From an optimization exercise on the open Yosys and OpenROAD flow, aimed at small area, a short achievable clock period and few clock cycles per item; shortcuts taken in it are not production practice. Function was checked by simulation only, so behaviour that the tests miss may differ from the original.

clk_routes.png
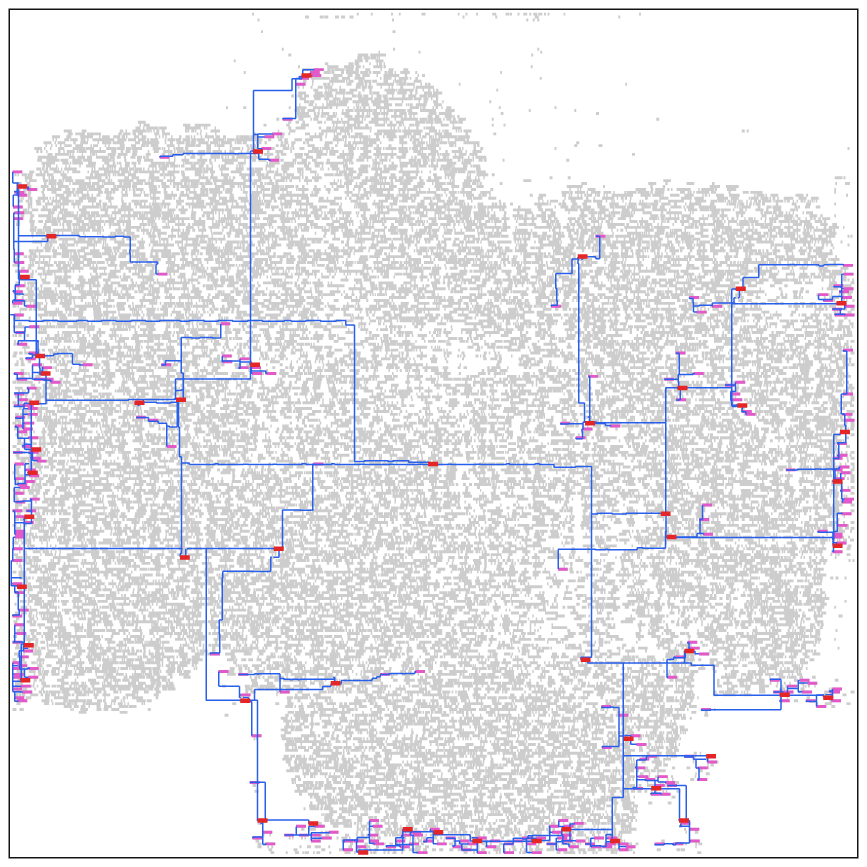
placement_by_type.png
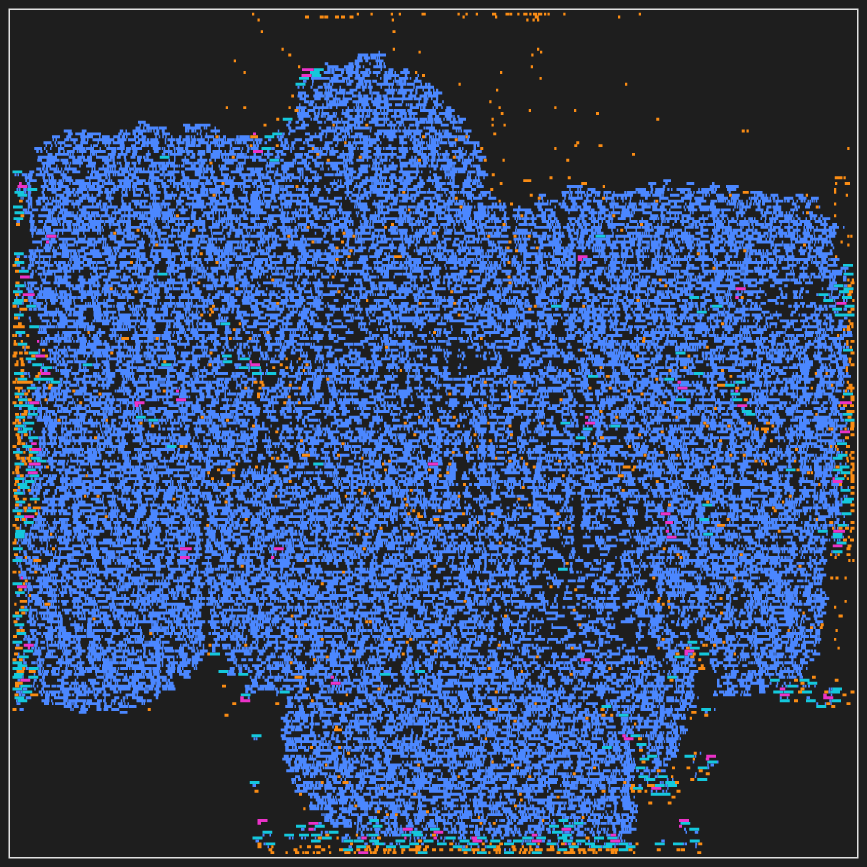
layout.png
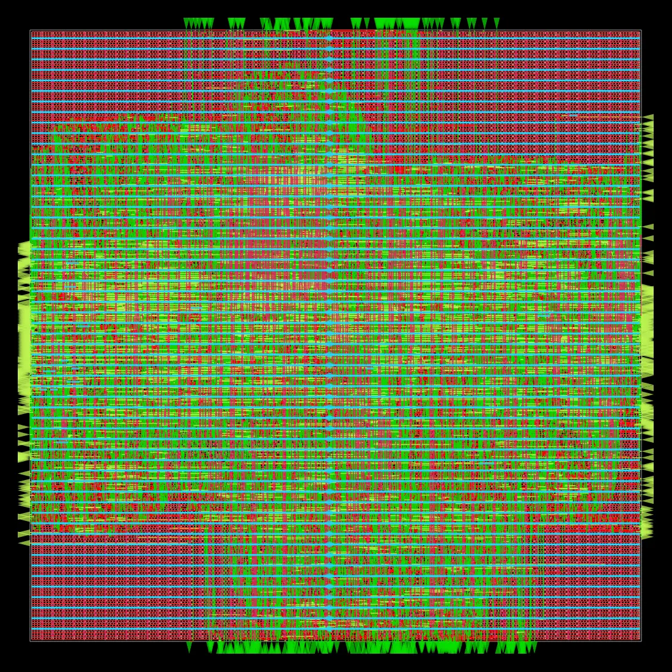
`design/flow/design.v`:
```
module matrix_mult_3x3(
    input clk,
    input rst,
    input start,
    input [15:0] a00, a01, a02,
    input [15:0] a10, a11, a12,
    input [15:0] a20, a21, a22,
    input [15:0] b00, b01, b02,
    input [15:0] b10, b11, b12,
    input [15:0] b20, b21, b22,
    output reg [31:0] c00, c01, c02,
    output reg [31:0] c10, c11, c12,
    output reg [31:0] c20, c21, c22,
    output reg done,
    output reg busy
);
    reg [2:0] state;
    localparam IDLE = 3'b000;
    localparam COMPUTE = 3'b001;
    localparam DONE = 3'b010;
    always @(posedge clk or posedge rst) begin
        if (rst) begin
            c00 <= 32'h0; c01 <= 32'h0; c02 <= 32'h0;
            c10 <= 32'h0; c11 <= 32'h0; c12 <= 32'h0;
            c20 <= 32'h0; c21 <= 32'h0; c22 <= 32'h0;
            done <= 1'b0;
            busy <= 1'b0;
            state <= IDLE;
        end else begin
            case (state)
                IDLE: begin
                    done <= 1'b0;
                    if (start) begin
                        busy <= 1'b1;
                        state <= COMPUTE;
                    end
                end
                COMPUTE: begin
                    c00 <= a00*b00 + a01*b10 + a02*b20;
                    c01 <= a00*b01 + a01*b11 + a02*b21;
                    c02 <= a00*b02 + a01*b12 + a02*b22;
                    c10 <= a10*b00 + a11*b10 + a12*b20;
                    c11 <= a10*b01 + a11*b11 + a12*b21;
                    c12 <= a10*b02 + a11*b12 + a12*b22;
                    c20 <= a20*b00 + a21*b10 + a22*b20;
                    c21 <= a20*b01 + a21*b11 + a22*b21;
                    c22 <= a20*b02 + a21*b12 + a22*b22;
                    state <= DONE;
                end
                DONE: begin
                    done <= 1'b1;
                    busy <= 1'b0;
                    if (!start) begin
                        state <= IDLE;
                    end
                end
                default: begin
                    state <= IDLE;
                end
            endcase
        end
    end
endmodule
```
`design/flow/run.sh`:
```
#!/bin/bash
# synth_recipe.tcl (not shown) runs the flow's synth.tcl, then flattens the netlist and writes it again
# the make line also repeats each setting of config.mk as NAME=value (left out here)
make -C /OpenROAD-flow-scripts/flow DESIGN_CONFIG=/design/flow/config.mk WORK_HOME=/design/flow/orfs CLKGATE_MAP_FILE= SYNTH_SCRIPT=/design/flow/synth_recipe.tcl finish
```
`design/flow/constraint.sdc`:
```
create_clock -name core_clock -period 15.0 [get_ports {clk}]
set_input_delay 3.0000 -clock core_clock [delete_from_list [all_inputs] [get_ports {clk}]]
set_output_delay 3.0000 -clock core_clock [all_outputs]
set_load 0.01 [all_outputs]
```
`design/flow/config.mk`:
```
export PLATFORM = sky130hd
export DESIGN_NAME = matrix_mult_3x3
export DESIGN_NICKNAME = matrix_mult_3x3
export VERILOG_FILES = /design/flow/design.v
export SDC_FILE = /design/flow/constraint.sdc
export NUM_CORES = 4
export LEC_CHECK = 0
export CAP_MARGIN = 20
export CORE_MARGIN = 2
export CORE_UTILIZATION = 40
export SLEW_MARGIN = 20
```
==> run_results.csv <==
group,metric,value,unit
run_status,run_status,"timing/DRC/antenna clean",
global_route,grt_pass1_vias,196000,
clock_network,clock_tree.buffer_depth,3,
global_route,antenna_found_initial,200,
logic_synthesis,synthFlopType,"dfrtp_1",
timing,fin_crit_sh,80.1,%
global_route,grt_max_degree,96,
placement,pre_cts_slack,2.24,ns
global_route,grt_first_pass_wirelength,1300000,um
logic_synthesis,synth_edf_count,0,
logic_synthesis,yosysSeqAreaShare,2.97,%
worst_setup_path,crit_slowest_cell,"buf_2",
worst_setup_path,worst_ep_required_time,15.66,ns
logic_synthesis,synthesis.area,0.246,mm^2
clock_network,cts_hold_buf,0,
worst_setup_path,cp.arrival,12.68,ns
logic_synthesis,yosys.cell_count.top_type,"inv_1",
clock_network,cts_inserted_buffers,50,
worst_setup_path,path_max_fanout,25,
timing,clock-skew-final,0.0521,ns
logic_synthesis,ys_seq_elements,292,
timing,min_period,12.01,ns
clock_network,cts.sink_count,292,
worst_setup_path,critPathBufInv,6,
timing,setup_violations,0,
drt,antenna_left,0,
timing,report.final.slew_viol_count,0,
worst_setup_path,crit_path_end_kind,"flip-flop",
global_route,grt_usage,28.5,%
floorplanning,dieArea,0.622,mm^2
clock_network,cts.htree.levels,2,
worst_setup_path,criticalPathCategory,"in2reg",
placement,place_congestion,0.982,
global_route,grt-ovfl-total,0,
logic_synthesis,synth_top_area_cell,"fa_1",
drt,dr.pass1.iters,8,
timing,max_freq,0.0832,GHz
timing,hold_viol,0,
worst_setup_path,cpLargestDelayFamily,"adder cells",
drt,drc_errors,0,
logic_synthesis,async_reset_ff_share,100,%
drt,num_vias,179000,
flow_run,cap_violations,0,
clock_network,cts_root_buf,"clkbuf_16",
timing,fin_ws,2.99,ns
timing,whs,0.475,ns
drt,routed_via_density,5.09,
logic_synthesis,synth_top_area_share,51.2,%
logic_synthesis,synth.distinct_cells,79,
clock_network,cts_resized,0,
worst_hold_path,hold_path.class,"reg2reg",
floorplanning,start_util,40.1,%
timing,tns,0,ns
logic_synthesis,ys.warnings.count,1,
placement,dp_hpwl,726000,um
timing,worstMarginPinSlew,1.21,ns
timing,relSlewSlack,18.4,%
worst_setup_path,critPathLaunchType,"input port",
logic_synthesis,syn_avg_cell_area,9.07,um^2
clock_network,cts_setup_buffers,0,
Testbench counts, summed over its fixed seeds: cycles 960, items 320.
About clk_routes.png:
blue -> clock wires  # length 9840 um
red -> clock drivers  # count 50
magenta -> flip-flops  # count 292
flops lie = all over the die
routed clock nets = 51

About placement_by_type.png:
magenta -> clock drivers and dummy loads  # cells 93, share of their area 0.71%
cyan -> flops  # cells 292, share of their area 2.9%
blue -> combinational and other logic  # cells 25357, share of their area 93%
orange -> other buffers and delay cells  # cells 1013, share of their area 3.1%
final std cell area, no fill: 0.261 mm^2
sequential cell area share: 2.80%

About layout.png:
Finished Layout Cells: 35100
Row Count: 288
Post-Route WL: 869000 um
IO Count: 581

## metal layers
layer  vias to the layer above  global-route usage (%)  part of all wire [%]
li1                      75500                       -                     -
met1                     94300                    35.6                    38
met2                      7178                    46.6                    47
met3                      1703                    6.57                   9.1
met4                        30                    14.2                   6.3
met5                         -                       0                 0.020
## through the flow
step                std cells  instance area, um^2  util, %
floorplan               27200               246000        -
global placement        34800               259000     42.1
detailed placement      34800               259000     42.1
CTS                     34900               260000     42.4
global route            35000               261000     42.5
finish                  35100               261000     42.5
## cell type report
cell class                 count  area, um^2
antenna                      225         563
clock buffer                  58        1350
clock inverter                35         414
fill                       61000      353000
inverter                    7722       29000
multi-input combinational  17600      204000
sequential                   292        7310
tap                         8120       10200
timing repair buffer        1013        7870
## cell families (layout without fill, tap and decap cells)
group / count (synthesis) / count (layout) / share of synthesized area [%]
other: 0 / 225 / 0
DFF: 292 / 292 / 2.97
muxes: 13 / 13 / 0.0549
xor gates and xnor gates: 302 / 302 / 1.07
buffers and inverters: 9231 / 8828 / 14.1
and+or+nand+nor: 7750 / 7750 / 16.1
adders and majority gates: 8734 / 8734 / 63.6
AOI/OAI and AO/OA: 836 / 836 / 2.08
## registers in the layout, summed over array words and instances, names as in the netlist, 2 cells and up
signal	flops
c11	32
c01	32
c12	32
c00	32
c02	32
c10	32
c21	32
state	2
c22	32
c20	32
## path summary, 6_finish.rpt
check,from,to,depth (start not counted)
hold reg to reg,c20[7],c20[7],2
setup reg to reg,state[1],c21[28],5
min in group asynchronous,rst,state[0],2
setup / recovery,b22[9],c22[28],27
max in group asynchronous,rst,c21[19],6
hold / removal,c20[7],c20[7],2
## placed cells by master (no fill, tap or decap), types with 22 or more instances in the layout
master,instances
o21bai_1,27
and3_1,25
and2_1,4013
nor2_1,103
clkdlybuf4s50_1,292
a21o_1,96
nand2_1,3381
clkbuf_16,50
xor2_1,110
inv_1,7721
fa_1,6300
nor2b_1,36
o21a_1,34
ha_1,2434
dfrtp_1,292
xnor2_1,188
diode_2,225
buf_2,270
a211oi_1,22
o31ai_1,23
buf_4,434
a21oi_1,177
nor3_1,27
nand3_1,43
nand2b_1,41
o21ai_0,328
## tightest hold or removal path: cells and delay by family (launching register included)
kind          cells  cell delay (ns)
simple gates      2             0.10
flops             1             0.34

[afterwards: timing with drivers on the ports]
Ports are ideal in the flow. The routed layout listed here was re-timed in OpenROAD.
Step 1 assumes that a clkbuf_16 drives the clock port and a buf_2 every other input.
Step 2, shift: input delay + t, output delay - t, t = (earliest + latest rising clock arrival at the registers) / 2. This alone moves slack from input paths to output paths.
a / b / c = no drivers / after step 1 / after step 2; a / b = the first two.
t, ns: 0.917
setup WS [ns]: 2.987 / 3.042 / 2.124
worst slew at a driven data input, ns: 0.49
cell pins on the clock port's net: 1
After both steps setup and hold are still met in this run. For this run, drivers alone change the setup slack by +0.055 ns; drivers and shift together by -0.863 ns.
